Source: an optimization exercise on an open RTL-to-GDS flow (aim: small area). Production flows keep margins and buffers that such runs may drop.
Function was checked by simulation only, so behaviour that the tests miss may differ from the original.
No activity file was given, so power comes from the tool's default toggle rates.

<file path="flow/design.v">
`timescale 1ns / 1ps
module bin2seg(
   input         [3:0]      bin_data,
   output   wire   [7:0]      seg_data
);
assign  seg_data = (bin_data==0)?8'b11111100:
                   (bin_data==1)?8'b01100000:
                   (bin_data==2)?8'b11011010:
                   (bin_data==3)?8'b11110010:
                   (bin_data==4)?8'b01100110:
                   (bin_data==5)?8'b10110110:
                   (bin_data==6)?8'b10111110:
                   (bin_data==7)?8'b11100100:
                   (bin_data==8)?8'b11111110:
                   8'b11110110;
endmodule 
`timescale 1ns / 1ps
module hextobcd(
    input [30:0] hex,
    output [39:0] bcdout
    );
reg [30:0] bin;
reg [39:0] result;
always @(hex)
begin
    bin = hex;
    result = 0;
    repeat(30)
    begin
        result[0] = bin[30];
        if(result[3:0] > 4)
            result[3:0] = result[3:0] + 4'd3;
        if(result[7:4] > 4)
            result[7:4] = result[7:4] + 4'd3;
        if(result[11:8] > 4)
            result[11:8] = result[11:8] + 4'd3;
        if(result[15:12] > 4)
            result[15:12] = result[15:12] + 4'd3;
        if(result[19:16] > 4)
            result[19:16] = result[19:16] + 4'd3;
        if(result[23:20] > 4)
            result[23:20] = result[23:20] + 4'd3;
        if(result[27:24] > 4)
            result[27:24] = result[27:24] + 4'd3;
        if(result[31:28] > 4)
            result[31:28] = result[31:28] + 4'd3;
        if(result[35:32] > 4)
            result[35:32] = result[35:32] + 4'd3;
        result = result << 1;  
        bin = bin << 1;  
    end
    result[0] = bin[30];
end
assign bcdout = result;
endmodule
`timescale 1ns / 1ps
module USB
(
	input clk_main,
	input reset,
	input RXD,
	output TXD,
	input [30:0]PrintfData1
 );
parameter CLOCKS_PER_BIT = 2604;  
parameter CLOCKS_WAIT_FOR_RECEIVE = 1302;
parameter MAX_TX_BIT_COUNT = 9;
parameter MAX_DATA_BUFFER_INDEX = 15;
	parameter 	[7:0]		LCD_BLANK 	= 8'b00100000;
	parameter 	[7:0]		LCD_DASH 	= 8'b00101101;
	parameter	[7:0]	 	LCD_COLON	= 8'b00111010;
	parameter	[7:0]	 	LCD_PERIODE	= 8'b00101110;
	parameter	[7:0]	 	LCD_EQUAL	= 8'b00111101;
	parameter	[7:0]	 	LCD_0			= 8'b00110000;
	parameter	[7:0]	 	LCD_1			= 8'b00110001;
	parameter	[7:0]	 	LCD_2			= 8'b00110010;
	parameter	[7:0]	 	LCD_3			= 8'b00110011;
	parameter	[7:0]	 	LCD_4			= 8'b00110100;
	parameter	[7:0]	 	LCD_5			= 8'b00110101;
	parameter	[7:0]	 	LCD_6			= 8'b00110110;
	parameter	[7:0]	 	LCD_7			= 8'b00110111;
	parameter	[7:0]	 	LCD_8			= 8'b00111000;
	parameter	[7:0]	 	LCD_9			= 8'b00111001;
	parameter	[7:0]	 	LCD_A			= 8'b01000001;
	parameter	[7:0]	 	LCD_B			= 8'b01000010;
	parameter	[7:0]	 	LCD_C			= 8'b01000011;
	parameter	[7:0]	 	LCD_D			= 8'b01000100;
	parameter	[7:0]	 	LCD_E			= 8'b01000101;
	parameter	[7:0]	 	LCD_F			= 8'b01000110;
	parameter	[7:0]	 	LCD_G			= 8'b01000111;
	parameter	[7:0]	 	LCD_H			= 8'b01001000;
	parameter	[7:0]	 	LCD_I			= 8'b01001001;
	parameter	[7:0]	 	LCD_J			= 8'b01001010;
	parameter	[7:0]	 	LCD_K			= 8'b01001011;
	parameter	[7:0]	 	LCD_L			= 8'b01001100;
	parameter	[7:0]	 	LCD_M			= 8'b01001101;
	parameter	[7:0]	 	LCD_N			= 8'b01001110;
	parameter	[7:0]	 	LCD_O			= 8'b01001111;
	parameter	[7:0]	 	LCD_P			= 8'b01010000;
	parameter	[7:0]	 	LCD_Q			= 8'b01010001;
	parameter	[7:0]	 	LCD_R			= 8'b01010010;
	parameter	[7:0]	 	LCD_S			= 8'b01010011;
	parameter	[7:0]	 	LCD_T			= 8'b01010100;
	parameter	[7:0]	 	LCD_U			= 8'b01010101;
	parameter	[7:0]	 	LCD_V			= 8'b01010110;
	parameter	[7:0]	 	LCD_W			= 8'b01010111;
	parameter	[7:0]	 	LCD_X			= 8'b01011000;
	parameter	[7:0]	 	LCD_Y			= 8'b01011001;
	parameter	[7:0]	 	LCD_Z			= 8'b01011010;
	parameter	[7:0]	 	LCD_UNDER	= 8'b01011111;
	parameter	[7:0]	 	LCD_S_a		= 8'b01100001;
	parameter	[7:0]	 	LCD_S_b		= 8'b01100010;
	parameter	[7:0]	 	LCD_S_c		= 8'b01100011;
	parameter	[7:0]	 	LCD_S_d		= 8'b01100100;
	parameter	[7:0]	 	LCD_S_e		= 8'b01100101;
	parameter	[7:0]	 	LCD_S_f		= 8'b01100110;
	parameter	[7:0]	 	LCD_S_g		= 8'b01100111;
	parameter	[7:0]	 	LCD_S_h		= 8'b01101000;
	parameter	[7:0]	 	LCD_S_i		= 8'b01101001;
	parameter	[7:0]	 	LCD_S_j		= 8'b01101010;
	parameter	[7:0]	 	LCD_S_k		= 8'b01101011;
	parameter	[7:0]	 	LCD_S_l		= 8'b01101100;
	parameter	[7:0]	 	LCD_S_m		= 8'b01101101;
	parameter	[7:0]	 	LCD_S_n		= 8'b01101110;
	parameter	[7:0]	 	LCD_S_o		= 8'b01101111;
	parameter	[7:0]	 	LCD_S_p		= 8'b01110000;
	parameter	[7:0]	 	LCD_S_q		= 8'b01110001;
	parameter	[7:0]	 	LCD_S_r		= 8'b01110010;
	parameter	[7:0]	 	LCD_S_s		= 8'b01110011;
	parameter	[7:0]	 	LCD_S_t		= 8'b01110100;
	parameter	[7:0]	 	LCD_S_u		= 8'b01110101;
	parameter	[7:0]	 	LCD_S_v		= 8'b01110110;
	parameter	[7:0]	 	LCD_S_w		= 8'b01110111;
	parameter	[7:0]	 	LCD_S_x		= 8'b01111000;
	parameter	[7:0]	 	LCD_S_y		= 8'b01111001;
	parameter	[7:0]	 	LCD_S_z		= 8'b01111010;
	parameter	[7:0]	 	LCD_dot		= 8'b01100000;
reg [15:0] tx_clk_count;  
reg [3:0] tx_bit_count;  
reg [7:0] data_buffer_index;
reg [4:0] data_buffer_base;
reg [7:0] data_buffer[0:15];  
wire [7:0] data_buffer2[0:23];  
reg [7:0] data_tx;  
reg [7:0] rx_data;
reg [3:0] rx_bit_count;
reg [11:0] rx_clk_count;
reg state_rx;
reg tx_bit;
wire rxd_w;
wire [39:0] bcd1;
wire [39:0] bcd2;
wire [39:0] bcd3;
wire [39:0] bcd4;
wire [39:0] bcd5;
reg [18:0]timer_cnt;
function [7:0] ascii;
  input [4:0] hex;
  integer i;
  begin
		ascii = 0;
		if(hex <= 9)
			 ascii = hex + 8'h30;  
		else
			 ascii = hex + 8'd55;  
  end
endfunction
    always @ (posedge clk_main)
    begin
        if(reset == 1)begin
            tx_clk_count = 16'd0;
            tx_bit_count = 0;
            tx_bit = 1;                      
            data_buffer_index = 8'd0;           
				timer_cnt = 19'd0;
				data_tx = 8'd0;
        end
        else 
		  begin
				if(timer_cnt>19'd500000)
				begin
                if (tx_clk_count == CLOCKS_PER_BIT) begin
                    if (tx_bit_count == 0) begin
                        tx_bit = 1'b1;      
                        tx_bit_count = 1'b1;
                        data_tx = data_buffer2[data_buffer_index];
                    end
                    else if (tx_bit_count == 1) begin
                        tx_bit = 0;      
                        tx_bit_count = 2;
                    end
                    else if (tx_bit_count <= MAX_TX_BIT_COUNT) begin
                        tx_bit = data_tx[tx_bit_count-2];    
                        tx_bit_count = tx_bit_count + 1'b1;
                    end
                    else begin
                        tx_bit = 1;      
                        data_buffer_index = data_buffer_index + 1'b1;   
                        if(data_buffer_index==8'd24)   
								begin
									data_buffer_index=8'd0;
									timer_cnt = 19'd0;
								end 
								tx_bit_count = 0;
                    end
                    tx_clk_count = 0;    
                end
                tx_clk_count = tx_clk_count + 1'b1;         
				end
				else timer_cnt = timer_cnt + 1'b1;
        end
    end
    always @ (posedge clk_main)
    begin
        if (reset == 1) begin
            rx_clk_count = 0;
            rx_bit_count = 0;
            data_buffer_base = 0;                
            state_rx = 0;
        end
        else begin
            if (state_rx == 0 && RXD == 0) begin
                state_rx = 1;        
                rx_bit_count = 0;
                rx_clk_count = 0;
            end
            else if (state_rx == 1) begin
                if(rx_bit_count == 0 && rx_clk_count == CLOCKS_WAIT_FOR_RECEIVE) begin
                    rx_bit_count = 1;
                    rx_clk_count = 0;
                end
                else if(rx_bit_count < 9 && rx_clk_count == CLOCKS_PER_BIT) begin
                    rx_data[rx_bit_count-1] = RXD;
                    rx_bit_count = rx_bit_count + 1'b1;
                    rx_clk_count = 0;
                end
                else if(rx_bit_count == 9 && rx_clk_count == CLOCKS_PER_BIT && RXD == 1) begin
                    state_rx = 0;
                    rx_clk_count = 0;
                    rx_bit_count = 0;
                    data_buffer[data_buffer_base] = rx_data;
                    data_buffer_base = data_buffer_base + 1'b1;         
						  if(data_buffer_base == 4'd10)
						  begin
						  data_buffer_base = 4'd0;
						  end 
					 end
                else if(rx_bit_count == 9 && rx_clk_count == CLOCKS_PER_BIT && RXD != 1) begin
                    state_rx = 0;
                    rx_clk_count = 0;
                    rx_bit_count = 0;
                    rx_data = 8'b00000000;       
                end
                rx_clk_count = rx_clk_count + 1'b1;
            end
        end
    end
assign TXD = tx_bit;
assign data_buffer2[0] = 8'd0;
assign data_buffer2[1] = LCD_T;
assign data_buffer2[2] = LCD_S_h;
assign data_buffer2[3] = LCD_S_e;
assign data_buffer2[4] = LCD_S_r;
assign data_buffer2[5] = LCD_S_m;
assign data_buffer2[6] = LCD_S_i;
assign data_buffer2[7] = LCD_S_s;
assign data_buffer2[8] = LCD_S_t;
assign data_buffer2[9] = LCD_S_o;
assign data_buffer2[10] = LCD_S_r;
assign data_buffer2[11] = ascii(bcd1[39:36]);
assign data_buffer2[12] = ascii(bcd1[35:32]);
assign data_buffer2[13] = ascii(bcd1[31:28]);
assign data_buffer2[14] = ascii(bcd1[27:24]);
assign data_buffer2[15] = ascii(bcd1[23:20]);
assign data_buffer2[16] = ascii(bcd1[19:16]);
assign data_buffer2[17] = ascii(bcd1[15:12]);
assign data_buffer2[18] = ascii(bcd1[11:8]);
assign data_buffer2[19] = ascii(bcd1[7:4]);
assign data_buffer2[20] = LCD_dot;
assign data_buffer2[21] = ascii(bcd1[3:0]);
assign data_buffer2[22] = 8'h0d;  
assign data_buffer2[23] = 8'h0a;  
hextobcd hextobcd1
(
	.hex(PrintfData1),
   .bcdout(bcd1)
);
endmodule
`timescale 1ns / 1ps
module Thermistor(
 input clk_main,   
 input reset,  
 input Thermistor2,
 output Thermistor2_out,
 output Thermistor2_oe,
 output [31:0]PrintfData4
    );
reg Thermistor_r;
reg dir_r;  
reg [7:0]state;
reg [7:0]i_cnt;
reg [31:0]cnt;
reg [31:0]reset_cnt;
reg [15:0]state_timer_cnt;
reg [7:0]wrd;
reg [7:0]wrd2;
reg [7:0]retd;
reg [7:0]write_cnt;
reg [7:0]read_cnt;
reg [7:0]templow;
reg [7:0]temphigh;
reg [15:0]temp_sum;
reg re_init;
reg [3:0]writeNumber;
reg [3:0]readNumber;
always@(posedge clk_main)
begin
 if(reset)
 begin
  Thermistor_r <= 0;
  dir_r <= 0;
  state <= 0;
  i_cnt <= 0;
  cnt <= 0;
  reset_cnt <= 0;
  state_timer_cnt <= 0;
  wrd <= 0;
  wrd2 <= 0;
  retd <= 0;
  write_cnt <= 0;
  read_cnt <= 0;
  templow <= 0;
  temphigh <= 0;
  temp_sum <= 0;
  re_init <= 0;
  writeNumber <= 0;
  readNumber <= 0;
 end
 else
 case(state)
 8'd0:
 begin
  if(reset_cnt == 32'd500000)
  begin
   state <= 8'd1;
   dir_r <=  0;  
   Thermistor_r <=  1'b0;  
   wrd <=  8'd0;
   read_cnt <=  8'd0;
   temp_sum <=  16'd0;
   templow <=  8'd0;
   temphigh <=  8'd0;
  end 
  else reset_cnt <=  reset_cnt + 1'b1;
 end 
 8'd1: 
 begin
   dir_r <=  0;  
   state <=  8'd2;
 end 
 8'd2:
 begin
  Thermistor_r <=  1'b0; 
  state <=  8'd3;
 end
 8'd3:
 begin
  if(state_timer_cnt >= 16'd45000)  
  begin
   state_timer_cnt <=  16'd0;
   state <=  8'd31;
  end 
  else state_timer_cnt <=  state_timer_cnt + 1'b1;
 end 
  8'd31:
 begin
   Thermistor_r <=  1'b1; 
	state <=  8'd4;
 end 
 8'd4:
 begin
   if(state_timer_cnt >= 32'd2500)  
   begin
   state_timer_cnt <=  32'd0;
   state <=  8'd32;
   end 
   else state_timer_cnt <=  state_timer_cnt + 1'b1;
 end 
 8'd32:
 begin
  dir_r <=  1;  
  state <=  8'd5;
 end 
8'd5:
 begin
    if(Thermistor2 == 1'b0)
    begin
   state <=  8'd6;
   end 
 end
8'd6:
 begin
   if(Thermistor2 == 1'b1)
   begin
   state <=  8'd7;
   end 
 end 
8'd28:
begin
	if(state_timer_cnt >= 32'd2500)  
	begin
	state_timer_cnt <=  32'd0;
	state <=  8'd7;
	end 
	else state_timer_cnt <=  state_timer_cnt + 1'b1;
end 
 8'd7:
  begin
  case(writeNumber)
  0:wrd <=  8'hcc;
  1:wrd <=  8'h44;
  2:wrd <=  8'hcc;
  3:wrd <=  8'hbe;
  endcase
  state <=  8'd8;
  end 
 8'd8: 
 begin
  dir_r <=  1'b0;  
  state <=  8'd9;
 end 
 8'd9:
 begin
 Thermistor_r <=  1'b0;  
 state <=  8'd10;
 end
 8'd10: 
 begin
		if(state_timer_cnt >= 32'd50)  
		begin
			state_timer_cnt <=  32'd0;
			state <=  8'd11;
		end 
		else state_timer_cnt <=  state_timer_cnt + 1'b1;
 end 
 8'd11: 
 begin
		  if((wrd&8'h01))
		  begin
			Thermistor_r <=  1'b1;
		  end 
		  else Thermistor_r <=  1'b0;
		  state <=  8'd12;
 end 
 8'd12:
 begin
  if(state_timer_cnt>=32'd2500) 
  begin
		state_timer_cnt <=  32'd0;
		state <=  8'd29;   
  end
  else state_timer_cnt <=  state_timer_cnt + 1'b1;
 end 
8'd29:
  begin
  Thermistor_r <=  1'b1;
	state <=  8'd30;   
  end 
  8'd30:
  begin
  	wrd <=  (wrd>>1'b1);
  state <=  8'd13;   
  end
 8'd13:
 begin
   if(write_cnt >= 8'd7)
  begin
   state <=  8'd14;   
   write_cnt <=  8'd0;
  end 
   else 
  begin
  write_cnt <=  write_cnt + 1'b1;
  state <=  8'd8;
  end 
 end  
 8'd14:
 begin
 writeNumber <=  writeNumber+ 1'b1;
 state <=  8'd15;
 end 
 8'd15:
 begin
	case(writeNumber)
	1:
	begin
	state <=  8'd28;
	end
	2:
	begin
	state <=  8'd1;
	end
	3:
	begin
	state <=  8'd28;
	end
	4:
	begin
	 writeNumber <= 4'd0;
		  state <=  8'd27;
	end
	endcase
 end 
8'd27:
begin
	 retd <=  8'd0;
	 state <=  8'd16;
end 
8'd16: 
 begin
   retd <=  (retd>>1);
   state <=  8'd33;
 end
8'd33:
begin
	dir_r <=  1'b0;  
	state <=  8'd34;
end 
8'd34:
begin
   Thermistor_r <=  1'b0;  
   state <=  8'd35;
end 
8'd35:
begin
   if(state_timer_cnt >= 32'd50)  
   begin
	  state_timer_cnt <=  32'd0;
	  state <=  8'd36;
   end 
   else state_timer_cnt <=  state_timer_cnt + 1'b1;
end 
8'd36:
 begin
   dir_r <=  1'b1;  
   state <=  8'd37;
end 
8'd37:
begin
   if(state_timer_cnt >= 32'd700)  
   begin
	  state_timer_cnt <=  32'd0;
	  state <=  8'd21;
   end 
   else state_timer_cnt <=  state_timer_cnt + 1'b1;
end 
8'd21:
 begin
   if(Thermistor2 == 1'b1)
  begin
   retd <=  retd | 8'h80;
  end 
    state <=  8'd22;
 end 
8'd22:
 begin
  if(state_timer_cnt >= 32'd2250)  
  begin
    state_timer_cnt <=  32'd0;
     state <=  8'd23;
  end 
  else state_timer_cnt <=  state_timer_cnt + 1'b1;
 end
8'd23:
 begin
    if(read_cnt == 8'd7)
   begin 
   read_cnt <=  8'd0;
   state <=  8'd24;
   end
    else 
   begin
   read_cnt <=  read_cnt + 1'b1;
   state <=  8'd16;
   end 
 end 
8'd24:
begin
readNumber <=  readNumber + 1'b1;
state <=  8'd25;
end 
8'd25:
begin
 if(readNumber ==4'd1)
 begin
   templow <=  retd;
   state <=  8'd27;
 end 
 else if(readNumber >=2'd2)
 begin
	readNumber <= 4'd0;
   temphigh <=  retd;
   state <=  8'd26;
 end 
end
8'd26:
 begin
  temp_sum <=  {temphigh,templow};
  state <=  8'd1;
 end 
 endcase
end 
assign PrintfData4 = ((temp_sum*10'd625)/10'd1000);
assign Thermistor2_out = Thermistor_r;
assign Thermistor2_oe = (dir_r==0);
endmodule  
`timescale 1ns / 1ps
module top_tem(
	input osc,
	input reset,
	input Thermistor_in,
	output Thermistor_out,
	output Thermistor_oe,
	input RXD,
	output TXD,
	output [31:0]PrintfData1
    );
wire clk_main = osc;
USB Printf
(
	.clk_main(clk_main),   
	.reset(reset),	 
	.RXD(RXD),
	.TXD(TXD),
	.PrintfData1(PrintfData1[30:0])
);
Thermistor DS18B20
(
	.clk_main(clk_main),   
	.reset(reset),	 
	.Thermistor2(Thermistor_in),
	.Thermistor2_out(Thermistor_out),
	.Thermistor2_oe(Thermistor_oe),
	.PrintfData4(PrintfData1)
);
endmodule
`timescale 1ns / 1ps
module segment(
   input                     CLK,
   input                     RESET,
   input                 [2:0]    KEY,
   input                     Mode_Switch,
   input      wire   [1:0]      status_led,
   input      wire    [31:0]   reg_e,
   input      wire    [31:0]   reg_a,   
   output   reg   [3:0]      FND_COM,
   output   reg   [7:0]      FND_DATA
);
   reg   [31:0]   cnt;
   reg   [15:0]   cnt64k;
   reg   [1:0]      cnt4;
   reg   [3:0]      regseg0;
   reg   [3:0]      regseg1;
   reg   [3:0]      regseg2;
   reg   [3:0]      regseg3;
   wire   [7:0]      seg0;
   wire   [7:0]      seg1;
   wire   [7:0]      seg2;
   wire   [7:0]      seg3;
   parameter [7:0] hurdle=8'h03;
   parameter [7:0] blank=8'h20;
   parameter [7:0] dino=8'h04;
   parameter [7:0] floor=8'h05;   
   always @ (posedge CLK or posedge RESET)
   begin
      if (RESET)
         cnt<= 32'd0;
      else
         begin
            if (cnt < 32'd50000)
                  cnt <=Mode_Switch? cnt+32'd1 : cnt+ 32'd2;
            else
                  cnt<= 32'd0;
         end
   end
   always @ (posedge RESET or posedge CLK)
   begin
      if (RESET)
         cnt64k <= 16'd0;
      else
         begin
            if (cnt64k < 16'hffff)
               cnt64k <= cnt64k + 16'd1;
            else
               cnt64k <= 16'd0;
         end
   end
   always @ (posedge RESET or posedge CLK)
   begin
      if (RESET)
         cnt4 <= 2'b00;
      else
         begin
            if (cnt64k == 16'hffff)
               begin
                  if (cnt4 < 2'b11)
                     cnt4 <= cnt4 + 2'b01;
                  else
                     cnt4 <= 2'b00;
               end
         end
   end
   always @ (posedge RESET or posedge CLK)
   begin
      if(RESET)
         begin
            regseg0 <= 4'd0;
            regseg1 <= 4'd0;
            regseg2 <= 4'd0;
            regseg3 <= 4'd0;
         end
      else if(KEY[1] || KEY[2])
         begin
            regseg0 <= 4'd0;
            regseg1 <= 4'd0;
            regseg2 <= 4'd0;
            regseg3 <= 4'd0;
         end
      else
         begin
            if ((cnt == 32'd50000)&&(status_led<2'd3))
               begin
                  if (regseg2 < 9)
                     regseg2 <= regseg2 + 4'd1;  
                  else
                     regseg2 <= 4'd0;
               end
            if ((cnt == 32'd50000) && (regseg2 == 9))
               begin
                  if (regseg1 < 9)
                     regseg1 <= regseg1 + 4'd1;
                  else
                     regseg1 <= 4'd0;
               end
            if ((cnt == 32'd50000) && (regseg1 == 9) && (regseg2 == 9) &&(status_led<2'd3))
               begin
                  if (regseg0 < 9)
                     regseg0 <= regseg0 + 4'd1;
                  else
                     regseg0 <= 4'd0;
               end
            if((((cnt == 32'd50000) &&(status_led==3'd3) )))
            begin
            regseg0<=regseg0; 
            regseg1<=regseg1;
            regseg2<=regseg2;
            regseg3<=regseg3;				
            end
         end
   end
   always @ (cnt4)
   begin
      case (cnt4)
         2'b00      :   FND_COM   <=   4'b1000;
         2'b01      :   FND_COM   <=   4'b0100;
         2'b10      :   FND_COM   <=   4'b0010;
         default   :   FND_COM   <=   4'b0001;
      endcase
   end
   bin2seg u0 (.bin_data(regseg0), .seg_data(seg0));
   bin2seg u1 (.bin_data(regseg1), .seg_data(seg1)); 
   bin2seg u2 (.bin_data(regseg2), .seg_data(seg2));
   bin2seg u3 (.bin_data(regseg3), .seg_data(seg3));
   always @ (FND_COM or seg0 or seg1 or seg2 or seg3)
      begin
      case (FND_COM)
         4'b1000   :   FND_DATA   <=   ~seg0;  
         4'b0100   :   FND_DATA   <=   ~seg1;  
         4'b0010   :   FND_DATA   <=   ~seg2;  
         default   :   FND_DATA   <=   ~seg3;  
      endcase
   end
endmodule 
`timescale 1ns / 1ps
module textlcd(
   input               RESET,       
   input               CLK,          
   input               Mode_Switch, 
   input    wire         [2:0] KEY,  
	input 	wire		[31:0] PrintfData1,
   output   reg      [2:0] status_led,  
   output	reg		[31:0]reg_e,  
   output	reg		[31:0]reg_a,  
   output   wire      LCD_RS,       
   output   wire      [7:0]LCD_DATA,
   output   reg      LCD_EN,       
   output      wire   [7:0]   LED
);
   reg   [31:0]   reg_b;       
   reg   [31:0]   reg_c;       
   reg   [31:0]   reg_d;       
   reg   [31:0]   reg_f;       
   reg   [31:0]   reg_g;       
   reg   [31:0]   reg_h;       
   reg   [10:0]   delay_lcdclk;    
   reg   [6:0]      count_lcd;       
   reg   [31:0]    cnt;
   reg   [4:0]      status;
   reg    [7:0] regLED;
   reg  [3:0] lcd_mode;  
   parameter [3:0] mode_pwron = 4'd1 ;   
   parameter [3:0] mode_fnset = 4'd2 ;   
   parameter [3:0] mode_onoff = 4'd3 ;   
   parameter [3:0] mode_entr1 = 4'd4 ;  
   parameter [3:0] mode_entr2 = 4'd5 ;  
   parameter [3:0] mode_entr3 = 4'd6 ;  
   parameter [3:0] mode_seta1 = 4'd7 ;   
   parameter [3:0] mode_wr1st = 4'd8 ;   
   parameter [3:0] mode_seta2 = 4'd9 ;   
   parameter [3:0] mode_wr2nd = 4'd10;   
   parameter [3:0] mode_delay = 4'd11;   
   parameter [3:0] mode_actcm = 4'd12;   
   parameter [7:0] hurdle=8'h03;  
   parameter [7:0] blank=8'h20;   
   parameter [7:0] dino=8'h04;    
   parameter [7:0] floor=8'h05;    
   reg [9:0] set_data; 
   assign LCD_RS = set_data[9];
   assign LCD_DATA = set_data[7:0];
   always @ (posedge CLK or posedge RESET)
   begin
      if (RESET)
         cnt <= 32'd0;
      else
         begin
            if (cnt < 32'd50000)
                  cnt <=Mode_Switch? cnt+32'd1 : cnt + 32'd2;
            else
                  cnt <= 32'd0; 
         end
   end
always @ (posedge CLK or posedge RESET)
begin
    if (RESET)
    begin
        status <= 5'd0;
        status_led <= 3'd2;
    end
    else if (KEY[2])
    begin
        status <= 5'd0;
        status_led <= 3'd2;
    end
    else
    begin
        if ((cnt == 32'd50000) && (status < 5'd16))  
            status <= status + 4'd1;  
        else if (status == 5'd16)
            status <= 5'd0;  
		  if (PrintfData1 > 220)
        begin
            status <= 5'd18;  
        end
        if (((cnt == 32'd50000) && (reg_e[31:24] == hurdle)) || KEY[1])
        begin
            status_led <= status_led - 3'd1;
            if (status_led == 3'd0)
            begin
                status <= 5'd17;
                status_led <= 3'd3;
            end
        end
		          if (KEY[0] && (reg_e[23:16] == hurdle))
        begin
            status <= 5'd0;
        end
    end
end
      always@(status_led) 
         begin
         case (status_led)
 			3'd0 : regLED <= 8'b00000000;
			3'd1 : regLED <= 8'b10000000;
			3'd2 : regLED <= 8'b11000000;
			3'd3 : regLED <= 8'b11111111;
         default : regLED<=8'b00000000;
         endcase
   end
  reg [7:0] up, down;
  assign LED= regLED;
	always @ (*)
	begin
		if( KEY[0] ) begin
			up <= dino;
	   end
		else begin 
			up <= blank;
		end
	end
	always @ (*)
	begin
		if( KEY[0] ) begin
			down <= blank;
	   end
		else begin 
			down <= dino;
		end
	end
   always @ (*)
   begin
      case(status)
         5'd0 : begin
            reg_a      <=   {blank, up, blank, blank};   
            reg_b      <=   {blank, blank, blank, blank};   
            reg_c      <=   {blank, blank, blank, blank};   
            reg_d      <=   {blank, blank, blank, blank};   
            reg_e      <=   {down, floor, floor, floor};   
            reg_f      <=   {floor, floor, floor, floor};   
            reg_g      <=   {floor, floor, floor, floor};   
            reg_h      <=   {floor, floor, floor, hurdle};
         end
         5'd1 : begin
            reg_a      <=   {blank, up, blank, blank};   
            reg_b      <=   {blank, blank, blank, blank};   
            reg_c      <=   {blank, blank, blank, blank};   
            reg_d      <=   {blank, blank, blank, blank};   
            reg_e      <=   {down, floor, floor, floor};   
            reg_f      <=   {floor, floor, floor, floor};   
            reg_g      <=   {floor, floor, floor, floor};   
            reg_h      <=   {floor, floor, hurdle, floor};
         end
         5'd2 : begin
            reg_a      <=   {blank, up, blank, blank};   
            reg_b      <=   {blank, blank, blank, blank};   
            reg_c      <=   {blank, blank, blank, blank};   
            reg_d      <=   {blank, blank, blank, blank};   
            reg_e      <=   {down, floor, floor, floor};   
            reg_f      <=   {floor, floor, floor, floor};   
            reg_g      <=   {floor, floor, floor, floor};   
            reg_h      <=   {floor, hurdle, floor, floor};
         end
         5'd3 : begin
            reg_a      <=   {blank, up, blank, blank};   
            reg_b      <=   {blank, blank, blank, blank};   
            reg_c      <=   {blank, blank, blank, blank};   
            reg_d      <=   {blank, blank, blank, blank};   
            reg_e      <=   {down, floor, floor, floor};   
            reg_f      <=   {floor, floor, floor, floor};   
            reg_g      <=   {floor, floor, floor, floor};   
            reg_h      <=   {hurdle, floor, floor, floor};   
         end
         5'd4 : begin
            reg_a      <=   {blank, up, blank, blank};   
            reg_b      <=   {blank, blank, blank, blank};   
            reg_c      <=   {blank, blank, blank, blank};   
            reg_d      <=   {blank, blank, blank, blank};   
            reg_e      <=   {down, floor, floor, floor};   
            reg_f      <=   {floor, floor, floor, floor};   
            reg_g      <=   {floor, floor, floor, hurdle};   
            reg_h      <=   {floor, floor, floor, floor};   
         end
         5'd5 : begin
            reg_a      <=   {blank, up, blank, blank};   
            reg_b      <=   {blank, blank, blank, blank};   
            reg_c      <=   {blank, blank, blank, blank};   
            reg_d      <=   {blank, blank, blank, blank};   
            reg_e      <=   {down, floor, floor, floor};   
            reg_f      <=   {floor, floor, floor, floor};   
            reg_g      <=   {floor, floor, hurdle, floor};   
            reg_h      <=   {floor, floor, floor, floor};   
         end   
         5'd6 : begin
            reg_a      <=   {blank, up, blank, blank};
            reg_b      <=   {blank, blank, blank, blank};   
            reg_c      <=   {blank, blank, blank, blank};   
            reg_d      <=   {blank, blank, blank, blank};   
            reg_e      <=   {down, floor, floor, floor};   
            reg_f      <=   {floor, floor, floor,floor};   
            reg_g      <=   {floor, hurdle, floor, floor};   
            reg_h      <=   {floor, floor, floor, floor};   
         end
         5'd7 : begin
            reg_a      <=   {blank, up, blank, blank};   
            reg_b      <=   {blank, blank, blank, blank};   
            reg_c      <=   {blank, blank, blank, blank};   
            reg_d      <=   {blank, blank, blank, blank};   
            reg_e      <=   {down, floor, floor, floor};   
            reg_f      <=   {floor, floor, floor, floor};   
            reg_g      <=   {hurdle, floor, floor, floor};   
            reg_h      <=   {floor, floor, floor, floor};   
         end
         5'd8 : begin
            reg_a      <=   {blank, up, blank, blank};   
            reg_b      <=   {blank, blank, blank, blank};   
            reg_c      <=   {blank, blank, blank, blank};   
            reg_d      <=   {blank, blank, blank, blank};   
            reg_e      <=   {down, floor, floor, floor};   
            reg_f      <=   {floor, floor, floor, hurdle};   
            reg_g      <=   {floor, floor, floor, floor};   
            reg_h      <=   {floor, floor, floor, floor};   
         end
         5'd9 : begin
            reg_a      <=   {blank, up, blank, blank};   
            reg_b      <=   {blank, blank, blank, blank};   
            reg_c      <=   {blank, blank, blank, blank};   
            reg_d      <=   {blank, blank, blank, blank};   
            reg_e      <=   {down, floor, floor, floor};   
            reg_f      <=   {floor, floor, hurdle, floor};   
            reg_g      <=   {floor, floor, floor, floor};   
            reg_h      <=   {floor, floor, floor, floor};   
         end
         5'd10 : begin
            reg_a      <=   {blank, up, blank, blank};   
            reg_b      <=   {blank, blank, blank, blank};   
            reg_c      <=   {blank, blank, blank, blank};   
            reg_d      <=   {blank, blank, blank, blank};   
            reg_e      <=   {down, floor, floor, floor};   
            reg_f      <=   {floor, hurdle, floor, floor};   
            reg_g      <=   {floor, floor, floor, floor};   
            reg_h      <=   {floor, floor, floor, floor};   
         end
         5'd11 : begin
            reg_a      <=   {blank, up, blank, blank};   
            reg_b      <=   {blank, blank, blank, blank};   
            reg_c      <=   {blank, blank, blank, blank};   
            reg_d      <=   {blank, blank, blank, blank};   
            reg_e      <=   {down, floor, floor, floor};   
            reg_f      <=   {hurdle, floor, floor, floor};   
            reg_g      <=   {floor, floor, floor, floor};   
            reg_h      <=   {floor, floor, floor, floor};   
         end   
         5'd12 : begin
            reg_a      <=   {blank, up, blank, blank};   
            reg_b      <=   {blank, blank, blank, blank};   
            reg_c      <=   {blank, blank, blank, blank};   
            reg_d      <=   {blank, blank, blank, blank};   
            reg_e      <=   {down, floor, floor, hurdle};   
            reg_f      <=   {floor, floor, floor, floor};   
            reg_g      <=   {floor, floor, floor, floor};   
            reg_h      <=   {floor, floor, floor, floor};   
         end
         5'd13 : begin
            reg_a      <=   {blank, up, blank, blank};   
            reg_b      <=   {blank, blank, blank, blank};   
            reg_c      <=   {blank, blank, blank, blank};   
            reg_d      <=   {blank, blank, blank, blank};   
            reg_e      <=   {down, floor, hurdle, floor};   
            reg_f      <=   {floor, floor, floor,floor};   
            reg_g      <=   {floor, floor, floor, floor};   
            reg_h      <=   {floor, floor, floor, floor};   
         end
         5'd14 : begin
            reg_a      <=   {blank, up, blank, blank};   
            reg_b      <=   {blank, blank, blank, blank};   
            reg_c      <=   {blank, blank, blank, blank};   
            reg_d      <=   {blank, blank, blank, blank};   
            reg_e      <=   {down,  hurdle, floor, floor};   
            reg_f      <=   {floor, floor, floor, floor};   
            reg_g      <=   {floor, floor, floor, floor};   
            reg_h      <=   {floor, floor, floor, floor};   
         end
         5'd15 :   begin 
            reg_a      <=   {blank, up, blank, blank};   
            reg_b      <=   {blank, blank, blank, blank};   
            reg_c      <=   {blank, blank, blank, blank};   
            reg_d      <=   {blank, blank, blank, blank};   
            reg_e      <=   {hurdle, floor, floor, floor};   
            reg_f      <=   {floor, floor, floor, floor};   
            reg_g      <=   {floor, floor, floor, floor};   
            reg_h      <=   {floor, floor, floor, floor};   
           end         
         5'd16 : begin
            reg_a      <=   {8'h47, 8'h41, 8'h4D, 8'h45};    
            reg_b      <=   {8'h4F, 8'h56, 8'h45, 8'h52};    
            reg_c      <=   {blank, blank, blank, blank};   
            reg_d      <=   {blank, blank, blank, blank};   
            reg_e      <=   {8'h47, 8'h41, 8'h4D, 8'h45};   
            reg_f      <=   {8'h4F, 8'h56, 8'h45, 8'h52};   
            reg_g      <=   {blank, blank, blank, blank};   
            reg_h      <=   {blank, blank, blank, blank};   
         end
          5'd17 : begin
            reg_a      <=   {blank, blank, blank, blank};   
            reg_b      <=   {8'h47, 8'h41, 8'h4D, 8'h45};   
            reg_c      <=   {8'h4F, 8'h56, 8'h45, 8'h52};    
            reg_d      <=   {blank, blank, blank, blank};    
            reg_e      <=   {blank, blank, 8'h50, 8'h52};    
            reg_f      <=   {8'h45, 8'h53, 8'h53, blank};    
            reg_g      <=   {blank, 8'h52, 8'h45, 8'h53};    
            reg_h      <=   {8'h45, 8'h54, blank, blank};    
         end
			5'd18 : begin
				reg_a      <=   {blank, blank, blank, blank};   
            reg_b      <=   {blank, 8'h57, 8'h41, 8'h52};    
            reg_c      <=   {8'h4E, 8'h49, 8'h4E, 8'h47};   
            reg_d      <=   {blank, blank, blank, blank};   
            reg_e      <=   {blank, blank, blank, blank};   
            reg_f      <=   {blank, blank, blank, blank};   
            reg_g      <=   {blank, blank, blank, blank};   
            reg_h      <=   {blank, blank, blank, blank};   
			end
         default : begin
            reg_a      <=   {8'h47, 8'h41, 8'h4D, 8'h45};    
            reg_b      <=   {8'h4F, 8'h56, 8'h45, 8'h52};    
            reg_c      <=   {blank, blank, blank, blank};   
            reg_d      <=   {blank, blank, blank, blank};   
            reg_e      <=   {8'h47, 8'h41, 8'h4D, 8'h45};   
            reg_f      <=   {8'h4F, 8'h56, 8'h45, 8'h52};   
            reg_g      <=   {blank, blank, blank, blank};   
            reg_h      <=   {blank, blank, blank, blank};   
         end
      endcase
end
always @(posedge RESET or posedge CLK)
begin
   if(RESET)
      begin
         delay_lcdclk   <=   11'd0; 
         count_lcd      <=   7'd0;
         LCD_EN      <=   0;
      end
   else
      begin
         if (delay_lcdclk < 11'd2000)
            delay_lcdclk <=  delay_lcdclk + 11'd1;
         else
            delay_lcdclk <= 11'd0;
         if (delay_lcdclk == 11'd0)
            begin
               if (count_lcd < 7'd89)
                  count_lcd <=count_lcd + 7'd1;
               else
                  count_lcd <= 7'd6;
            end
         if (delay_lcdclk == 11'd200)
             LCD_EN <=1 ; 
         else if (delay_lcdclk == 11'd1800)
            LCD_EN <= 0;
      end
end
always @(posedge RESET or posedge CLK)  
begin
   if (RESET)
      lcd_mode <= mode_pwron;
   else   
      begin
               case (count_lcd)
               7'd0      :   lcd_mode   <=   mode_pwron;
               7'd1       :   lcd_mode <= mode_fnset;
               7'd2      :   lcd_mode   <=   mode_onoff;
               7'd3      :   lcd_mode   <=   mode_entr1;
               7'd4      :   lcd_mode   <=   mode_entr2;
               7'd5      :   lcd_mode   <=   mode_entr3;
               7'd6      :   lcd_mode   <=   mode_seta1;
               7'd7      :   lcd_mode   <=   mode_wr1st;
               7'd23      :   lcd_mode   <=   mode_seta2;
               7'd24      :   lcd_mode   <=   mode_wr2nd;
               7'd40      :   lcd_mode   <=   mode_delay;
               7'd41      :   lcd_mode <= mode_actcm;
               default   :   begin end
               endcase
      end
end
always @(posedge RESET or posedge CLK)
begin
   if (RESET)
      set_data <= 10'd0;
   else
      begin
         case (lcd_mode)
            mode_pwron   :   set_data   <=   {1'b0,1'b0, 8'h38}; 
            mode_fnset   :   set_data   <=   {1'b0,1'b0, 8'h38};
            mode_onoff   :   set_data   <=   {1'b0,1'b0, 8'h0e}; 
            mode_entr1   :   set_data   <=   {1'b0,1'b0, 8'h06}; 
            mode_entr2   :   set_data   <=   {1'b0,1'b0, 8'h02}; 
            mode_entr3   :   set_data   <=   {1'b0,1'b0, 8'b01000000}; 
            mode_seta1   :   set_data   <=   {1'b0,1'b0, 8'h80}; 
            mode_wr1st   :
               begin
                  case (count_lcd)
                     7'd7      :    set_data   <=   {1'b1,1'b0, reg_a[31:24]};  
                     7'd8      :    set_data   <=   {1'b1,1'b0, reg_a[23:16]};
                     7'd9      :    set_data   <=   {1'b1,1'b0, reg_a[15: 8]};
                     7'd10      :   set_data   <=   {1'b1,1'b0, reg_a[7 : 0]};
                     7'd11      :   set_data   <=   {1'b1,1'b0, reg_b[31:24]};
                     7'd12      :   set_data   <=   {1'b1,1'b0, reg_b[23:16]};
                     7'd13      :   set_data   <=   {1'b1,1'b0, reg_b[15: 8]};
                     7'd14      :   set_data   <=   {1'b1,1'b0, reg_b[7 : 0]};
                     7'd15      :   set_data   <=   {1'b1,1'b0, reg_c[31:24]};
                     7'd16      :   set_data   <=   {1'b1,1'b0, reg_c[23:16]};
                     7'd17      :   set_data   <=   {1'b1,1'b0, reg_c[15: 8]};
                     7'd18      :   set_data   <=   {1'b1,1'b0, reg_c[7 : 0]};
                     7'd19      :   set_data   <=   {1'b1,1'b0, reg_d[31:24]};
                     7'd20      :   set_data   <=   {1'b1,1'b0, reg_d[23:16]};
                     7'd21      :   set_data   <=   {1'b1,1'b0, reg_d[15: 8]};
                     7'd22      :   set_data   <=   {1'b1,1'b0, reg_d[7 : 0]};
                      endcase
                   end
            mode_seta2      :   set_data   <=   {1'b0,1'b0, 8'hc0}; 
            mode_wr2nd      :
               begin
                  case (count_lcd)
                     7'd24      :   set_data   <=   KEY[0] ?{1'b1,1'b0, reg_a[31:24]}:{1'b1,1'b0, reg_e[31:24]};
                     7'd25      :   set_data   <=   {1'b1,1'b0, reg_e[23:16]};
                     7'd26      :   set_data   <=   {1'b1,1'b0, reg_e[15: 8]};
                     7'd27      :   set_data   <=   {1'b1,1'b0, reg_e[7 : 0]};
                     7'd28      :   set_data   <=   {1'b1,1'b0, reg_f[31:24]};
                     7'd29      :   set_data   <=   {1'b1,1'b0, reg_f[23:16]};
                     7'd30      :   set_data   <=   {1'b1,1'b0, reg_f[15: 8]};
                     7'd31      :   set_data   <=   {1'b1,1'b0, reg_f[7 : 0]};
                     7'd32      :   set_data   <=   {1'b1,1'b0, reg_g[31:24]};
                     7'd33      :   set_data   <=   {1'b1,1'b0, reg_g[23:16]};
                     7'd34      :   set_data   <=   {1'b1,1'b0, reg_g[15: 8]};
                     7'd35      :   set_data   <=   {1'b1,1'b0, reg_g[7 : 0]};
                     7'd36      :   set_data   <=   {1'b1,1'b0, reg_h[31:24]};
                     7'd37      :   set_data   <=   {1'b1,1'b0, reg_h[23:16]};
                     7'd38      :   set_data   <=   {1'b1,1'b0, reg_h[15: 8]};
                     7'd39      :   set_data   <=   {1'b1,1'b0, reg_h[7 : 0]};
                  endcase
               end
            mode_delay      :   set_data   <=   {1'b0,1'b0, 8'h02}; 
            mode_actcm      :   
               begin
               case(count_lcd) 
                7'd41  : begin
                        set_data<={1'b0, 1'b0, 8'b01011000}; 
                        end
                7'd42  :begin         
                        set_data<={1'b1, 1'b0, 8'b00000111};  
                        end
                7'd43  : begin
                        set_data<={1'b0, 1'b0, 8'b01011001};
                        end
                7'd44  :begin         
                        set_data<={1'b1, 1'b0, 8'b00000111};
                        end
                7'd45  : begin
                        set_data<={1'b0, 1'b0, 8'b01011010};
                        end
                7'd46  :begin         
                        set_data<={1'b1, 1'b0, 8'b00010111};
                        end
                7'd47  : begin
                        set_data<={1'b0, 1'b0, 8'b01011011};
                        end
                7'd48  :begin         
                        set_data<={1'b1, 1'b0, 8'b00010111};
                        end
                7'd49  : begin
                        set_data<={1'b0, 1'b0, 8'b01011100};
                        end
                7'd50  :begin         
                        set_data<={1'b1, 1'b0, 8'b00011111};
                        end
                7'd51  : begin
                        set_data<={1'b0, 1'b0, 8'b01011101};
                        end
                7'd52  :begin         
                        set_data<={1'b1, 1'b0, 8'b00001110};
                        end
                7'd53  : begin
                        set_data<={1'b0, 1'b0, 8'b01011110};
                        end
                7'd54  :begin         
                        set_data<={1'b1, 1'b0, 8'b00001110};
                        end
                7'd55  : begin
                        set_data<={1'b0, 1'b0, 8'b01011111};
                        end
                7'd56  :begin         
                        set_data<={1'b1, 1'b0, 8'b00001110};
                        end
                7'd57  : begin
                        set_data<={1'b0, 1'b0, 8'b01100000};
                        end
                7'd58  :begin         
                        set_data<={1'b1, 1'b0, 8'b00001100};
                        end
                7'd59  : begin
                        set_data<={1'b0, 1'b0, 8'b01100001};
                        end
                7'd60  :begin         
                        set_data<={1'b1, 1'b0, 8'b00011011};
                        end
                7'd61  : begin
                        set_data<={1'b0, 1'b0, 8'b01100010};
                        end
                7'd62  :begin         
                        set_data<={1'b1, 1'b0, 8'b00011110};
                        end
                7'd63  : begin
                        set_data<={1'b0, 1'b0, 8'b01100011};
                        end
                7'd64  :begin         
                        set_data<={1'b1, 1'b0, 8'b00001111};
                        end
                7'd65  : begin
                        set_data<={1'b0, 1'b0, 8'b01100100};
                        end
                7'd66  :begin         
                        set_data<={1'b1, 1'b0, 8'b00001100};
                        end
                7'd67  : begin
                        set_data<={1'b0, 1'b0, 8'b01100101};
                        end
                7'd68  :begin         
                        set_data<={1'b1, 1'b0, 8'b00001110};
                        end
                7'd69  : begin
                        set_data<={1'b0, 1'b0, 8'b01100110};
                        end
                7'd70  :begin         
                        set_data<={1'b1, 1'b0, 8'b00001110};
                        end
                7'd71  : begin
                        set_data<={1'b0, 1'b0, 8'b01100111};
                        end
                7'd72 :begin         
                        set_data<={1'b1, 1'b0, 8'b00001010};
                        end
                7'd73  : begin
                        set_data<={1'b0, 1'b0, 8'b01101000};
                        end
                7'd74  :begin         
                        set_data<={1'b1, 1'b0, 8'b00000000};
                        end
                7'd75  : begin
                        set_data<={1'b0, 1'b0, 8'b01101001};
                        end
                7'd76  :begin         
                        set_data<={1'b1, 1'b0, 8'b00000000};
                        end
                7'd77  : begin
                        set_data<={1'b0, 1'b0, 8'b01101010};
                        end
                7'd78  :begin         
                        set_data<={1'b1, 1'b0, 8'b00000000};
                        end
                7'd79  : begin
                        set_data<={1'b0, 1'b0, 8'b01101011};
                        end
                7'd80  :begin         
                        set_data<={1'b1, 1'b0, 8'b00000000};
                        end
                7'd81  : begin
                        set_data<={1'b0, 1'b0, 8'b01101100};
                        end
                7'd82  :begin         
                        set_data<={1'b1, 1'b0, 8'b00000000};
                        end
                7'd83  : begin
                        set_data<={1'b0, 1'b0, 8'b01101101};
                        end
                7'd84  :begin         
                        set_data<={1'b1, 1'b0, 8'b00000000};
                        end
                7'd85  : begin
                        set_data<={1'b0, 1'b0, 8'b01101110};
                        end
                7'd86  :begin         
                        set_data<={1'b1, 1'b0, 8'b00001000};
                        end
                7'd87  : begin
                        set_data<={1'b0, 1'b0, 8'b01101111};
                        end
                7'd88 :begin         
                        set_data<={1'b1, 1'b0, 8'b00010111};
                        end                        
                  endcase
               end
            default         :   begin end
         endcase
      end
end
endmodule 
`timescale 1ns / 1ps
module buz(
input CLK,
input RESET,
input DIP_SW0,
input DIP_SW1,
input DIP_SW2,
output reg Buzz,
output reg Relay
 );
reg [25:0]cnt_RB;
reg [2:0] DIP;
always@(posedge CLK or posedge RESET)
begin
if(RESET)
begin
DIP <= 3'd0;
end
else DIP<={DIP_SW2, DIP_SW1, DIP_SW0};
end 
always@(posedge CLK or posedge RESET)
begin
   if(RESET==1'b1)
   begin
      Relay <= 1'b0;
      Buzz <= 1'b0;
      cnt_RB <= 32'd0;
   end 
   else begin
   case(DIP) 
   3'b001:
   begin
      if(cnt_RB==26'd50000)
         begin
         cnt_RB <= 26'd0;
         Relay <= ~Relay;
         Buzz <= ~Buzz;
         end
      else cnt_RB <= cnt_RB +1'b1;
   end
   3'b010:
   begin
      if(cnt_RB==26'd25000)
         begin
         cnt_RB <= 26'd0;
         Relay <= ~Relay;
         Buzz <= ~Buzz;
         end
      else cnt_RB <= cnt_RB +1'b1;
   end
   3'b100:
   begin
      if(cnt_RB==26'd12500)
         begin
         cnt_RB <= 26'd0;
         Relay <= ~Relay;
         Buzz <= ~Buzz;
         end
      else cnt_RB <= cnt_RB +1'b1;
   end
   default:
      Buzz <= 0;
   endcase
end
end
endmodule
`timescale 1ns / 1ps
module top(
   input               osc,  
   input               rst,
   input SW_INPUT0,
   input SW_INPUT1,
   input SW_INPUT2,
   input DIP_SW0,
   input DIP_SW1,
   input DIP_SW2,
   input Mode_Switch,
   output reg SW_COMMON0,
   output reg SW_COMMON1,
   output reg SW_COMMON2,
   output   wire             LCD_RS,
   output   wire             LCD_EN,
   output   wire   [7:0]     LCD_DATA,
   output   wire   [3:0]      FND_COM,
   output   wire   [7:0]      FND_DATA,
   output   wire         Buzz,
   output   wire          Relay,
   output   wire [7:0] LED,
	input Thermistor_in,
	output Thermistor_out,
	output Thermistor_oe,
	input RXD,
	output TXD,	
	output reg motor
);
wire reset = rst;
   reg [31:0]cnt_sw;
   wire tick;
   reg ff_tick;
always@(posedge osc or posedge reset)
begin
   if(reset==1'b1)
   begin
      cnt_sw <= 32'd0;
   end
   else if(ff_tick == 1'b1 || tick == 1'b1)
   begin
      cnt_sw <= 32'd0;
   end
   else cnt_sw <= cnt_sw +1'b1;
end 
assign tick = (cnt_sw==32'd5000)? 1'b1: 1'b0;
always@(posedge osc or posedge reset)
   begin
      if(reset==1'b1)
         ff_tick <= 1'b0;
      else
         ff_tick <=tick;
   end
reg [2:0]sw_column;
always@(posedge osc or posedge reset)
begin
   if(reset==1'b1)
   begin
      sw_column <= 32'd0;
   end 
   else if(tick==1'b0)
   begin
      sw_column <= sw_column;
   end 
   else if(sw_column==4)
   begin
      sw_column <= 3'd1;
   end 
   else sw_column <= sw_column + 1'b1;
end 
always@(posedge osc or posedge reset)
begin
   if(reset==1'b1)
   begin
   SW_COMMON0 <= 1'b0;
   SW_COMMON1 <= 1'b0;
   SW_COMMON2 <= 1'b0;
   end
   else
begin
   case(sw_column)
   1:
   begin
      SW_COMMON0 <= 1'b0;
      SW_COMMON1 <= 1'b1;
      SW_COMMON2 <= 1'b1;
   end 
   2:
   begin
      SW_COMMON0 <= 1'b1;
      SW_COMMON1 <= 1'b0;
      SW_COMMON2 <= 1'b1;
   end
   3:
   begin
      SW_COMMON0 <= 1'b1;
      SW_COMMON1 <= 1'b1;
      SW_COMMON2 <= 1'b0;
   end 
   endcase
end
end 
reg [2:0]ff_sw;
always@(posedge osc or posedge reset)
begin
if(reset)
begin
ff_sw <= 3'd0;
end
else ff_sw<={SW_INPUT2,SW_INPUT1,SW_INPUT0};
end
wire [2:0]KEY;
assign KEY[0] = (ff_sw==3'b110 && sw_column==1);
assign KEY[1] = (ff_sw==3'b101 && sw_column==2);
assign KEY[2] = (ff_sw==3'b011 && sw_column==3); 
wire  [2:0]status_led;
wire  [31:0]reg_e;
wire  [31:0]reg_a;
wire [31:0]  PrintfData1;
top_tem top_tem
(
	.osc(osc),
	.reset(reset),
	.Thermistor_in(Thermistor_in),
	.Thermistor_out(Thermistor_out),
	.Thermistor_oe(Thermistor_oe),
	.RXD(RXD),
	.TXD(TXD),
	.PrintfData1(PrintfData1)
);
always @(posedge osc or posedge reset)
begin
   if (reset)
   begin
      motor <= 0;          
   end
	else
   begin
      if (PrintfData1 > 220)  
      begin
         motor <= 1;          
      end
		else
      begin
         motor <= 0;          
      end
   end
end
textlcd textlcd(
   .RESET(reset),
   .CLK(osc),
   .LCD_RS(LCD_RS),
   .LCD_EN(LCD_EN),
   .LCD_DATA(LCD_DATA),
   .KEY(KEY),
   .Mode_Switch(Mode_Switch),
   .status_led(status_led),
	.PrintfData1(32'd0),
	.reg_e(reg_e),
	.reg_a(reg_a),
   .LED(LED)
   );
segment segment(
   .RESET(reset),
   .CLK(osc),
   .FND_COM(FND_COM),
   .FND_DATA(FND_DATA),
   .KEY(KEY),
   .status_led(status_led[1:0]),
   .Mode_Switch(Mode_Switch),
   .reg_a(reg_a),
   .reg_e(reg_e)
   );
buz buz(
   .RESET(reset),
   .CLK(osc),
   .DIP_SW0(DIP_SW0),
   .DIP_SW1(DIP_SW1),
   .DIP_SW2(DIP_SW2),
   .Buzz(Buzz),
   .Relay(Relay)
);
endmodule 
</file>
<file path="flow/run.sh">
#!/bin/bash
# synth_recipe.tcl (not shown) runs the flow's synth.tcl, then flattens the netlist and writes it again
# the make line also repeats each setting of config.mk as NAME=value (left out here)
make -C /OpenROAD-flow-scripts/flow DESIGN_CONFIG=/design/flow/config.mk WORK_HOME=/design/flow/orfs CLKGATE_MAP_FILE= SYNTH_SCRIPT=/design/flow/synth_recipe.tcl finish
</file>
<file path="flow/config.mk">
export PLATFORM = sky130hd
export DESIGN_NAME = top
export DESIGN_NICKNAME = top
export VERILOG_FILES = /design/flow/design.v
export SDC_FILE = /design/flow/constraint.sdc
export NUM_CORES = 4
export LEC_CHECK = 0
export CAP_MARGIN = 20
export CORE_MARGIN = 2
export CORE_UTILIZATION = 40
export SLEW_MARGIN = 20
</file>
<file path="flow/constraint.sdc">
create_clock -name core_clock -period 25.0 [get_ports {osc}]
set_input_delay 5.0000 -clock core_clock [delete_from_list [all_inputs] [get_ports {osc}]]
set_output_delay 5.0000 -clock core_clock [all_outputs]
set_load 0.01 [all_outputs]
</file>
Logic cells by family:
Drawn at 2 px/um.
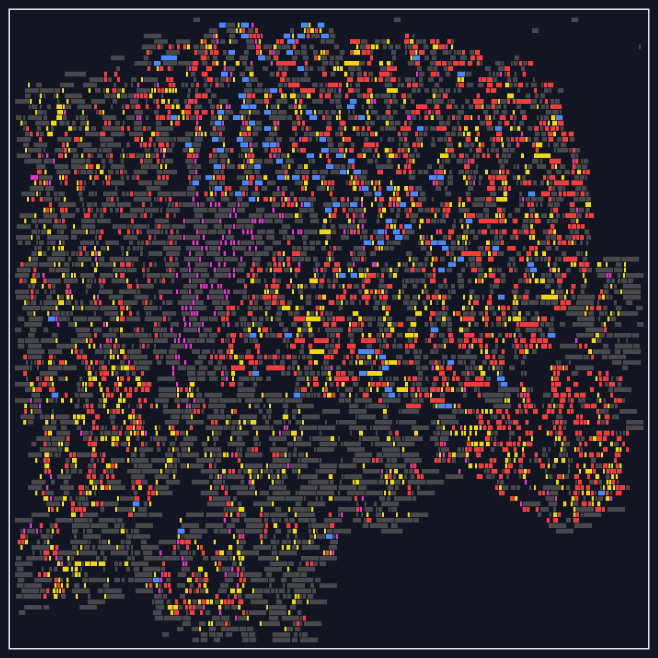
| family | color | cells |
|---|---|---|
| aoi and oai cells | red | 1248 |
| mux cells | blue | 122 |
| inv cells | magenta | 261 |
| nor cells | yellow | 968 |

Sequential cells colored by instance or generate block:
Drawn at 2 px/um. Other sequential cells in the stronger gray, the rest of the logic in the fainter gray.
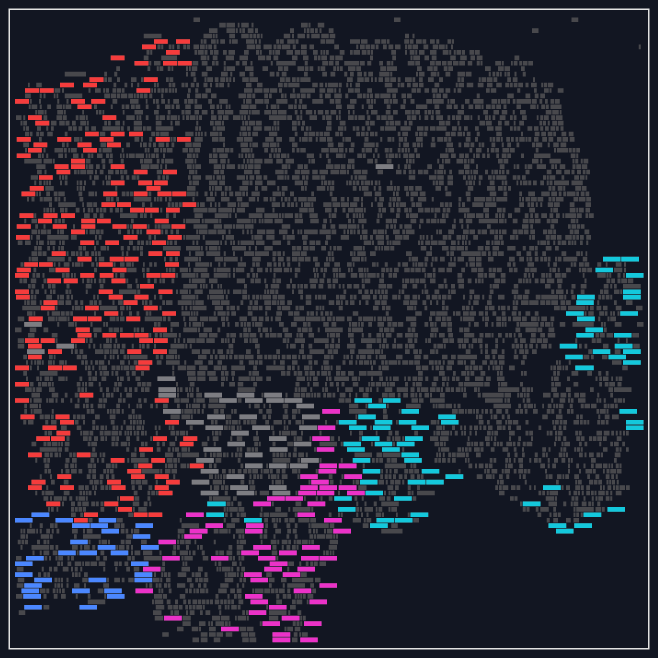
| scope | color | placed flops |
|---|---|---|
| buz | blue | 31 |
| textlcd | cyan | 72 |
| segment | magenta | 62 |
| top_tem | red | 183 |
not colored: 43

==> flow_metrics.py <==
metrics = {
    "run_status": {
        "status": "complete, no violations",
    },
    "setup_path": {
        "crit_arrival_ns": 24.37,
        "worstSetupStartpoint": "top_tem.DS18B20.temp_sum[5]",
        "crit_required_ns": 25.51,
        "slowest_delay_ns": 0.67,
        "cp-end-kind": "register",
        "worstSetupPathType": "reg2reg",
        "r2r_slack_ns": 1.14,
        "slowest_stage": "or4_1",
        "critical_path.startpoint_type": "register",
        "r2r-start": "top_tem.DS18B20.temp_sum[5]",
    },
    "die": {
        "chipHeight_um": 319.0,
        "die-area_sq_mm": 0.1018,
        "fp.dieW_um": 319.0,
        "rows": 115,
    },
    "routing": {
        "ant_nets": 0,
        "wl_met1_mm": 54.61,
        "dr.pass1.iters": 6,
        "num_vias": 39577,
        "dr.first_iter.drc_count": 3417,
        "top_layer": "met4",
        "vias_per_cell": 5.902,
        "post_drt_wl_per_cell_um": 17.03,
    },
    "synthesis": {
        "syn_area_sq_mm": 0.03970,
        "synth-edff-count": 0,
        "synth-seq-cells": 391,
        "synthTopCellsByArea": "dfrtp_1 (13%), dfxtp_1 (9.2%), ha_1 (7.5%), nor2_1 (5.6%), a21oi_1 (5.3%)",
        "synth_top_area_cell": "dfrtp_1",
    },
    "sta": {
        "fin_crit_sh_pct": 95.45,
        "setup_viol": 0,
        "worst_pin_slew_ns": 1.050,
        "whs_ns": 0.4500,
        "skew_ns": 0.04831,
        "hold_viol": 0,
    },
    "power": {
        "peakVddDrop_mv": 0.05572,
        "leakage_nw": 17.41,
    },
    "clock_network": {
        "tritoncts": "yes",
        "path_clk_slew_ns": 0.06,
        "clk_path_buf_depth": 3,
        "root_buffer": "clkbuf_16",
        "cts-buffers-inserted": 48,
    },
    "finish": {
        "post-route-util_pct": 45.18,
        "n_fill_cell": 10076,
        "nets": 5664,
        "syn2layout_area_growth_pct": 12.01,
    },
    "global_route": {
        "grt_pass1_vias": 36558,
        "grt_antenna_before_repair": 1,
    },
    "worst_hold_path": {
        "hold_start": "top_tem.Printf.data_tx[5]",
    },
    "run": {
        "drv_cap": 0,
    },
}
## per-layer routing
layer,GRT usage (%),vias up
met3,2.331,200
li1,-,19569
met2,34.44,1115
met4,6.080,0
met5,0,-
met1,31.06,18693
## metrics by stage
step	instances	total power [mW]	setup slack, ns	instance area [sq um]	setup TNS [ns]
after floorplan	5310	0.7516	2.708	39810	0
final	6706	1.533	1.138	44470	0
after detailed placement	6609	0.7829	0.3798	42360	0
after CTS	6697	1.557	0.2704	44100	0
after global routing	6706	1.596	-0.02387	44470	-0.02387
after global placement	6608	0.7822	0.4053	42350	0
## path summary, 6_finish.rpt
kind / endpoint / depth (start not counted)
worst max-delay path: top_tem.Printf.data_tx[5] / 85
worst min-delay path: top_tem.Printf.data_tx[5] / 2
worst max register to register: top_tem.Printf.data_tx[5] / 85
worst min register to register: top_tem.Printf.data_tx[5] / 2
max in group asynchronous: textlcd.delay_lcdclk[9] / 3
min in group asynchronous: motor / 2
## flip-flops by register name (all words and copies together), names as in the netlist, 9 cells and up
signal,count
buz.cnt_RB,26
cnt_sw,32
segment.cnt,32
segment.cnt64k,16
textlcd.cnt,32
textlcd.delay_lcdclk,11
textlcd.set_data,9
top_tem.DS18B20.reset_cnt,32
top_tem.DS18B20.state_timer_cnt,16
top_tem.DS18B20.temp_sum,16
top_tem.Printf.timer_cnt,19
top_tem.Printf.tx_clk_count,16
## power breakdown
| part | internal (mW) | total (mW) | switching, mW |
|---|---|---|---|
| clock | 0.463 | 0.762 | 0.299 |
| combinational | 0.0396 | 0.116 | 0.0765 |
| sequential | 0.641 | 0.655 | 0.0143 |
| total | 1.14 | 1.53 | 0.389 |
## critical path, delay by kind of cell (launching register included)
kind | cells | cell delay [ns]
AOI/OAI and AO/OA | 33 | 9.20
xor gates and xnor gates | 2 | 0.54
adders and majority gates | 7 | 2.69
buffers and inverters | 16 | 2.33
DFF | 1 | 0.45
muxes | 3 | 1.05
and+or+nand+nor | 24 | 7.45
## cell usage in the layout, fill, tap and decap left out, types with 69 or more instances in the layout
cell / instances
buf_4: 194
a21oi_1: 418
o21ai_0: 289
nand4_1: 95
nor2b_1: 69
xor2_1: 142
ha_1: 236
nor3_1: 174
mux2i_1: 81
a31oi_1: 74
dfrtp_1: 206
nand2_1: 481
nor2_1: 586
nand3_1: 249
inv_1: 238
and3_1: 91
dfxtp_1: 183
xnor2_1: 185
## cell families after synthesis
| group | share of synthesized area [%] |
|---|---|
| compound gates | 24.64 |
| xor+xnor | 7.615 |
| mux | 3.231 |
| flops | 22.35 |
| buf+inv | 4.810 |
| fa+ha+maj | 9.260 |
| other cells | 0.01892 |
| simple gates | 28.08 |
## layout make-up
| cell class | count | area [sq um] | share of cell area, % |
|---|---|---|---|
| inverters | 261 | 992.2 | 2.231 |
| repair buffers | 240 | 1917 | 4.311 |
| multi-input cells | 4439 | 29340 | 65.98 |
| clock inverters | 22 | 346.6 | 0.7794 |
| clock buffers | 66 | 1389 | 3.123 |
| well taps | 1287 | 1610 | 3.621 |
| flip-flops and latches | 391 | 8871 | 19.95 |
## repair_timing
item                                    in CTS  in global routing
setup buffers                                0                  9
endpoints found under the setup margin       0                  8
resized for setup                            0                 63

==> separate check: timing with driven ports <==
In the flow no input, the clock included, has a driving cell. The finished layout below was timed again as built, in two steps. Step 1 assumes that a clkbuf_16 drives the clock port and a buf_2 every other input. Step 2, shift: input delay + t, output delay - t, t = (earliest + latest rising clock arrival at the registers) / 2. This alone moves slack from input paths to output paths. Slacks: ideal ports / drivers / drivers and shift; pairs: ideal ports / drivers.
t (ns): 0.677
setup WS [ns]: 1.138 / 1.138 / 1.138
hold WS [ns]: 0.450 / 0.450 / 0.450
worst register clock-pin slew, ns: 0.08 / 0.08
cell pins on the clock port's net: 1
After both steps setup and hold are still met in this run. For this run, drivers alone change the setup slack by 0.000 ns; drivers and shift together by 0.000 ns.
